This design comes from an exercise in tuning for small area, a short achievable clock period and few clock cycles per item on the open sky130 flow, not from production work.
Only simulation tests tie the RTL to the original design; equivalence was not proved.

==> images/m3.png <==
The bar under the picture is 50 µm long. Cells faint in the background.
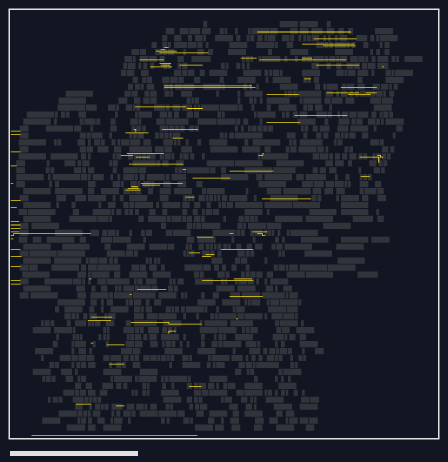
==> images/util_map.png <==
The bar under the picture is 50 µm long. 17 x 17 tiles, from dark blue (low) to red (high), 0 to 100% covered.
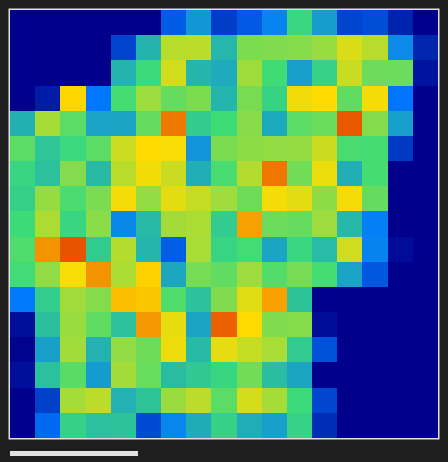
==> images/closeup.png <==
The bar under the picture is 20 µm long. Window x 101 to 151, y 17 to 67 µm. Cells in gray, sequential cells in the stronger gray; small squares are vias.
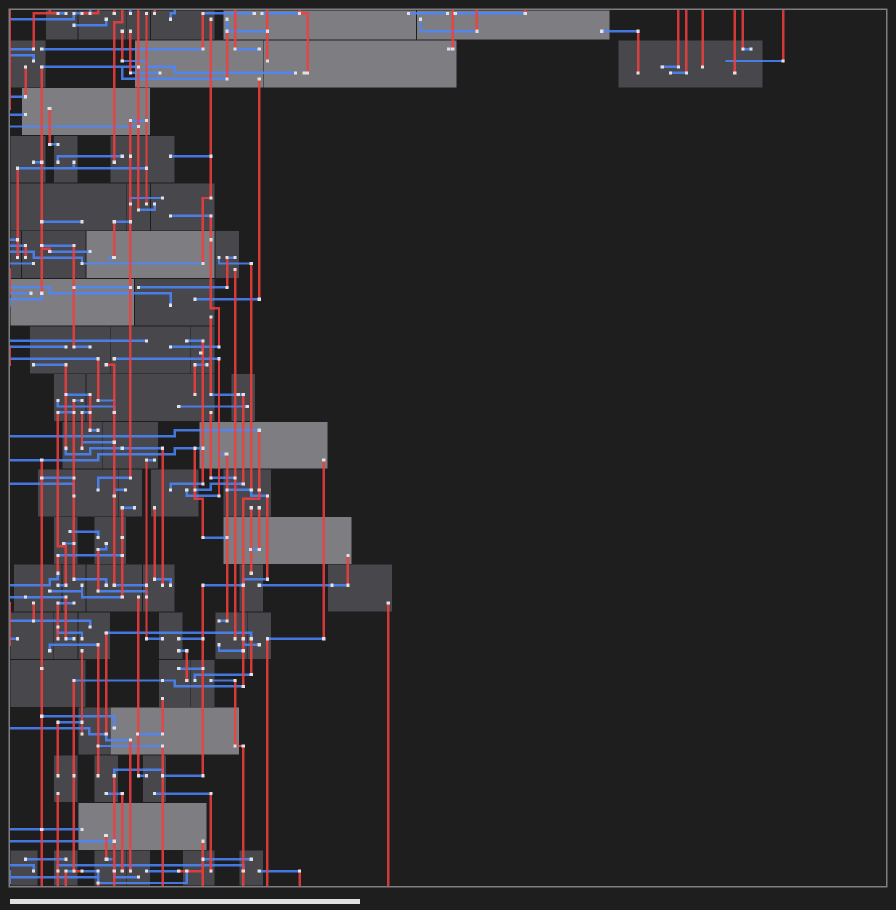
==> images/gates.png <==
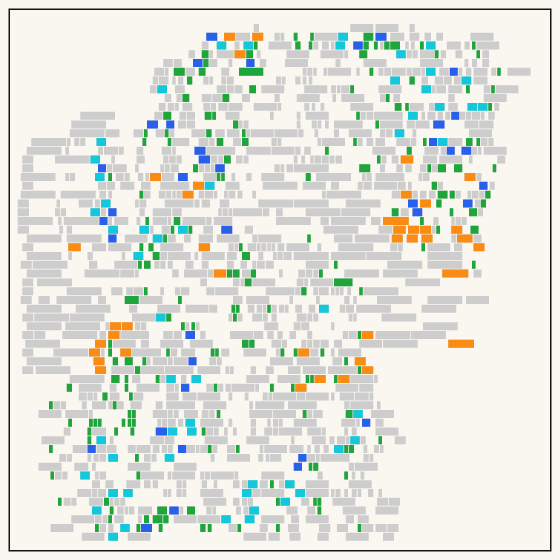
===== design/flow/design.v =====
`timescale 1ns / 1ps
module mul(
    input clk_i,
    input rst_i,
    input [7:0] a_bi,
    input [7:0] b_bi,
    input start_i,
    output busy_o,
    output reg [15:0] y_bo
);
    localparam IDLE = 1'b0;
    localparam WORK = 1'b1;
    reg [3:0] ctr;
    wire [3:0] end_step;
    wire [7:0] part_sum;
    wire [15:0] shifted_part_sum;
    reg [7:0] a, b;
    reg [15:0] part_res;
    reg state;
    reg state_next;
    assign part_sum = a & {8{b[ctr]}};
    assign shifted_part_sum = part_sum << ctr;
    assign end_step = (ctr == 3'd7);
    assign busy_o = state;
    always @(posedge clk_i)
        if (rst_i) begin
            state <= IDLE;
        end else begin
            state <= state_next;
        end
    always @* begin
        case(state)
            IDLE: state_next = (start_i) ? WORK : IDLE;
            WORK: state_next = (end_step) ? IDLE : WORK;
        endcase
    end
    always @(posedge clk_i)
        if (rst_i) begin
            ctr <= 0;
            part_res <= 0;
            y_bo <= 0;
        end else begin
            case (state)
                IDLE:
                    if (start_i) begin
                        a <= a_bi;
                        b <= b_bi;
                        ctr <= 0;
                        part_res <= 0;
                    end
                WORK:
                    begin
                        if (end_step) begin
                            y_bo <= part_res + shifted_part_sum;
                        end
                        part_res <= part_res + shifted_part_sum;
                        ctr <= ctr + 1;
                    end
            endcase
        end
endmodule
`timescale 1ns / 1ps
module cube (
    input clk_i,
    input rst_i,
    input [7:0] x_bi,
    input start_i, 
    output busy_o,
    output reg [7:0] y_bo 
);
    localparam IDLE = 3'b000;
    localparam STATE1 = 3'b001;
    localparam STATE2 = 3'b010;
    localparam STATE3 = 3'b011;
    localparam STATE4 = 3'b100;
    localparam STATE5 = 3'b101;
    localparam START = 6'sd6;
    localparam END = -(6'sd3);
    reg [7:0] x;
    wire [15:0] b;
    reg [5:0] s;
    reg [7:0] y;
    wire end_step;
    reg [2:0] state;
    reg [2:0] state_next;
    assign end_step = (s == END);
    assign busy_o = (state != IDLE);
    reg [7:0] mul_a; 
    reg [7:0] mul_b;
    wire [15:0] mul_out;
    reg mul_start;
    wire mul_busy;
    assign b = (mul_out + 16'd1) << s;
    mul mul_t (
        .clk_i(clk_i),
        .rst_i(rst_i),
        .a_bi(mul_a), 
        .b_bi(mul_b),
        .start_i(mul_start),
        .busy_o(mul_busy),
        .y_bo(mul_out)
    );
always @(posedge clk_i)
    if (rst_i) begin
        state <= IDLE;
    end else begin
        state <= state_next;
    end
always @* begin
    case(state) 
        IDLE: state_next = (start_i) ? STATE1 : IDLE;
        STATE1: state_next = (end_step) ? IDLE : STATE2;
        STATE2: state_next = STATE3;
        STATE3: state_next = mul_busy ? STATE3 : STATE4;
        STATE4: state_next = STATE5;
        STATE5: state_next = mul_busy ? STATE5 : STATE1;
        default: state_next = IDLE;
    endcase
end  
always @(posedge clk_i)
    if (rst_i) begin
       s <= START;
       y <= 0;
       y_bo <= 0;
       x <= x_bi;
       mul_start <= 1'b0;
    end else begin
        case(state)
            IDLE: 
                begin
                    if (start_i) begin
                        x <= x_bi;
                        s <= START;
                        y <= 0;
                    end
                end
            STATE1:
                begin
                    if (!end_step) begin
                        mul_a <= 3;
                        mul_b <= y << 1;
                        mul_start <= 1'b1;
                        y <= y << 1;
                    end else begin
                        y_bo <= y;
                    end
                end
            STATE2:
                mul_start <= 1'b0;
            STATE3:
                begin
                    if (!mul_busy) begin
                        mul_a <= mul_out[7:0];
                        mul_b <= y + 1;
                        mul_start <= 1'b1;
                    end
                end
            STATE4:
                mul_start <= 1'b0;
            STATE5:
                begin
                    if (!mul_busy) begin
                        if ({8'd0, x} >= b) begin
                            x <= x - b[7:0];
                            y <= y + 1;
                        end
                        s <= s - 3;
                    end
                end
        endcase 
    end
endmodule
`timescale 1ns / 1ps
module accel(
	input rst_i,
	input clk_i,
	input start_i,
	input [7 : 0] a_in,
	input [7 : 0] b_in,
	output busy_out,
	output reg [15 : 0] y_out
);
    wire [15 : 0] result;
    reg [7 : 0] a, b;
    reg [2 : 0] state, state_next;
    localparam IDLE = 3'b000;
    localparam CUBE_ON = 3'b001;
    localparam CUBE_WORK = 3'b010;
    localparam MUL_ON = 3'b011;
    localparam MUL_WORK = 3'b100;
    wire [7:0] cube1_out;
    wire cube1_busy;
    reg cube1_start;
    wire [7:0] double_cube_res;
    cube cube1(
        .clk_i(clk_i),
        .rst_i(rst_i),
        .x_bi(b),
        .start_i(cube1_start),
        .busy_o(cube1_busy),
        .y_bo(cube1_out)
    );
    wire [15 : 0] mul1_out;
    wire mul1_busy;
    reg mul1_start;
    mul mul1(
    	.clk_i(clk_i),
    	.rst_i(rst_i),
    	.a_bi(a),
    	.b_bi(8'd3),
    	.start_i(mul1_start),
    	.busy_o(mul1_busy),
    	.y_bo(mul1_out)
    );
    assign busy_out = rst_i | (state != 0);
    assign double_cube_res = cube1_out << 1;
    assign result = double_cube_res + mul1_out;
    always @(posedge clk_i)
        if (rst_i) begin
            state <= IDLE;
        end else begin
            state <= state_next;
        end
    always @* begin
        case(state)
            IDLE:  state_next <= (start_i) ? CUBE_ON : IDLE;
            CUBE_ON: state_next <= CUBE_WORK;
            CUBE_WORK: state_next <= (cube1_busy) ? CUBE_WORK : MUL_ON;
            MUL_ON: state_next <= MUL_WORK;
            MUL_WORK: state_next <= (mul1_busy) ? MUL_WORK : IDLE; 
            default: state_next <= IDLE;
        endcase
    end
    always @(posedge clk_i) begin
        if (rst_i) begin
            y_out <= 0;
            cube1_start <= 1'b0;
            mul1_start <= 1'b0;
        end else begin
            case (state)
                IDLE:
                    begin
                    if (start_i) begin
                       a <= a_in;
                       b <= b_in;
                       cube1_start <= 1'b1;
                       end
                    end
                CUBE_WORK:
                    begin
                        cube1_start <= 1'b0;
                        if (!cube1_busy) begin
                            mul1_start <= 1'b1;
                        end
                    end
                MUL_WORK:
                    begin
                        mul1_start <= 1'b0;
                        if (!mul1_busy) begin
                            y_out <= result;
                        end
                    end
            endcase
        end
    end
endmodule

===== design/flow/run.sh =====
#!/bin/bash
# synth_recipe.tcl (not shown) runs the flow's synth.tcl, then flattens the netlist and writes it again
# the make line also repeats each setting of config.mk as NAME=value (left out here)
make -C /OpenROAD-flow-scripts/flow DESIGN_CONFIG=/design/flow/config.mk WORK_HOME=/design/flow/orfs CLKGATE_MAP_FILE= SYNTH_SCRIPT=/design/flow/synth_recipe.tcl finish

===== design/flow/config.mk =====
export PLATFORM = sky130hd
export DESIGN_NAME = accel
export DESIGN_NICKNAME = accel
export VERILOG_FILES = /design/flow/design.v
export SDC_FILE = /design/flow/constraint.sdc
export NUM_CORES = 4
export LEC_CHECK = 0
export CAP_MARGIN = 20
export CORE_MARGIN = 2
export CORE_UTILIZATION = 40
export SLEW_MARGIN = 20

===== design/flow/constraint.sdc =====
create_clock -name core_clock -period 5.0 [get_ports {clk_i}]
set_input_delay 1.0000 -clock core_clock [delete_from_list [all_inputs] [get_ports {clk_i}]]
set_output_delay 1.0000 -clock core_clock [all_outputs]
set_load 0.01 [all_outputs]

==> results.sh <==
export IMPL_ant_nets=0
export IMPL_cp_startpoint="cube1.mul_t.ctr[0]"
export IMPL_fp_dieArea_mm2=0.0280
export IMPL_cts_sinks=184
export IMPL_worstHoldPathCells=0
export IMPL_p_switching_mw=1.13
export IMPL_slowest_stage="mux4_2"
export IMPL_pg_seq_mw=1.70
export IMPL_synth_common_cells="nand2_1 (137), nor2_1 (125), dfxtp_1 (120)"
export IMPL_io_buffers=35
export IMPL_via_per_inst=5.52
export IMPL_mostFrequentLayoutCells="nand2_1 (137), nor2_1 (125), dfxtp_1 (120), a21oi_1 (118), edfxtp_1 (64)"
export IMPL_synth_top_area_share_pct=22.5
export IMPL_rows=59
export IMPL_reg2reg_depth=15
export IMPL_grt_pass1_wl_um=39500
export IMPL_clock_path_buffers=2
export IMPL_netlist_area_mm2=0.0107
export IMPL_synth_most_common_cell="nand2_1"
export IMPL_worstHoldEndpoint="cube1.mul_t.a[4]"
export IMPL_worst_path_buf_inv=1
export IMPL_syn_area_per_cell_um2=8.74
export IMPL_clkTransAtPathRegs_ns=0.08
export IMPL_cp_start_kind="register"
export IMPL_n_antenna_cell=0
export IMPL_cp_arrival_ns=4.65
export IMPL_synth_simple_area_share_pct=21.2
export IMPL_finalMaxSlewViolations=0
export IMPL_timing_fmax_mhz=231
export IMPL_top_area_cell_class="multi-input combinational cells"
export IMPL_end_kind="register"
export IMPL_cts_resized_gates=0
export IMPL_area_growth_pct=10.9
export IMPL_final_setup_tns_ns=0
export IMPL_holdWs_ns=0.415
export IMPL_top_power_group="sequential cells"
export IMPL_finalSetupViolCount=0
export IMPL_rsz0062_at_grt="false"
export IMPL_synth_area_leaders="dfxtp_1 (22%), edfxtp_1 (18%), ha_1 (6.0%), a21oi_1 (5.5%), nand2_1 (4.8%)"
export IMPL_maxCapViolations=0
export IMPL_cts_root_buf="clkbuf_16"
export IMPL_inv_count=36
export IMPL_r2r_start="cube1.mul_t.ctr[0]"
export IMPL_ys_flop_type="dfxtp_1"
export IMPL_period_needed_ns=4.32
export IMPL_signal_buffers=51
export IMPL_multi_input_area_share_pct=49.9
export IMPL_overflow=0
export IMPL_numCtsBuffers=17
export IMPL_cp_endpoint="cube1.mul_t.part_res[14]"
export IMPL_synth_mux_area_share_pct=4.18
export IMPL_required_ns=5.33
export IMPL_post_cts_buffers=0
export IMPL_buffer_area_share_pct=3.95
export IMPL_multi_input_area_mm2=0.00591
export IMPL_synth_compound_area_share_pct=18.5
export IMPL_r2r_end="cube1.mul_t.part_res[14]"
export IMPL_dr_wl_met2_um=10700
export IMPL_synth_top_family_by_area="simple AND/OR/NAND/NOR gates"
export IMPL_yosys_warnings=3
export IMPL_critPathMaxStageDelay_ns=0.58
export IMPL_outcome="no timing/DRC/antenna violations"
export IMPL_die_w_um=167
export IMPL_crit_type="reg2reg"
export IMPL_tightest_slew_ns=1.02
export IMPL_grt_antenna_before_repair=0
export IMPL_final_seq_area_mm2=0.00432
export IMPL_fin_crit_sh_pct=86.5
export IMPL_combPwrFrac_pct=18.2
export IMPL_cp_top_family="compound AO/OA/AOI/OAI gates"
export IMPL_postSynthCellCount=1222
export IMPL_synth_area_leader_cell="dfxtp_1"
export IMPL_clock_skew_final_ns=0.0130
export IMPL_pg_clk_mw=1.32
export IMPL_multi_input_gates=920
export IMPL_crit_chain="mux4_2 > mux2i_2 > buf_4 > nand2b_1 > o21ai_0 > nor2b_1 > ha_1 > a2111oi_0 > o21ai_0 > a41oi_1 > o21bai_1 > a21oi_1 > o21ai_0 > nor4b_1 > a311o_1"
export IMPL_drc=0
export IMPL_fillers=2575
export IMPL_crit_fanout=10
export IMPL_grtUsageTotal_pct=17.1
export IMPL_yosys_area_share_adder_pct=6.73
export IMPL_ys_types=79
export IMPL_n_sequential_cell=184
export IMPL_grt_pass1_vias=7801
export IMPL_routed_wl_met3_um=882
export IMPL_place_ws_ns=0.681
export IMPL_die_h_um=167
export IMPL_grt_max_degree=51
export IMPL_synthArstFlopShare_pct=0
export IMPL_fin_cells=1558
export IMPL_gp_congestion=0.828
export IMPL_busiest_layer="met2"
export IMPL_r2r_setup_slack_ns=0.68
export IMPL_pwr_share_seq_pct=46.1
export IMPL_ys_seq_area_share_pct=40.5
export IMPL_routed_top_layer="met4"
export IMPL_powerDensity_mw_per_mm2=312
export IMPL_stdcell_area_mm2=0.0118
export IMPL_power_frac_clock_pct=35.7
export IMPL_hpwlAfterDp_um=17000
export IMPL_nets=1284
export IMPL_syn_nets=1296
export IMPL_grtUsageMet1_pct=25.0
Testbench counts, summed over its fixed seeds: cycles 123,208, items 1,600.
About m3.png:
main direction	horizontal
wire length on this layer	882 µm
share of all routed wire	3.7%
nets with wire on the layer	76
longest straight run	64.6 µm
met3 Usage GRT: 2.62%
via count: 8597

About util_map.png:
nearly empty tiles	20%
emptiest ninth of the die	bottom right
tiles over 75% full	5.2%
fullest tile	91%
mean over tiles	41%
Placeable Area: 0.0261 mm²
Util after Layout: 45.3%
initial core utilization: 40.9%

About closeup.png:
layer	color
M1	blue
M2	red
cells with their middle in the window	64
most frequent	nand2_1 (10), dfxtp_1 (8), a21oi_1 (7)
sequential cells in the window	11
netlist names of flops here include	cube1.y_bo (4), y_out (4), cube1.mul_b (2)

About gates.png:
family	color	cells	most used
nor cells	green	197	nor2_1
xor and xnor cells	cyan	55	xnor2_1
non-inverting ao/oa cells	blue	37	a21o_1
mux cells	orange	40	mux2i_1

what the ideal ports hide:
No port has a modelled driver above. Below, the same layout with a new extraction and two added sets of constraints.
Step 1: set_driving_cell puts a clkbuf_16 on clk_i and a buf_2 on each other input, an assumption about the parent block.
Step 2 also shifts input and output timing later by t, the mid clock arrival at the registers, as if the neighbouring blocks saw the same clock.
Three values: no drivers, after step 1, after step 2; two values: the first two.
shift t [ns]: 0.472
setup WS [ns]: 0.677 / 0.677 / 0.677
hold slack, ns: 0.415 / 0.415 / 0.415
After both steps setup and hold are still met in this run. For this run, drivers alone change the setup slack by 0.000 ns; drivers and shift together by 0.000 ns.
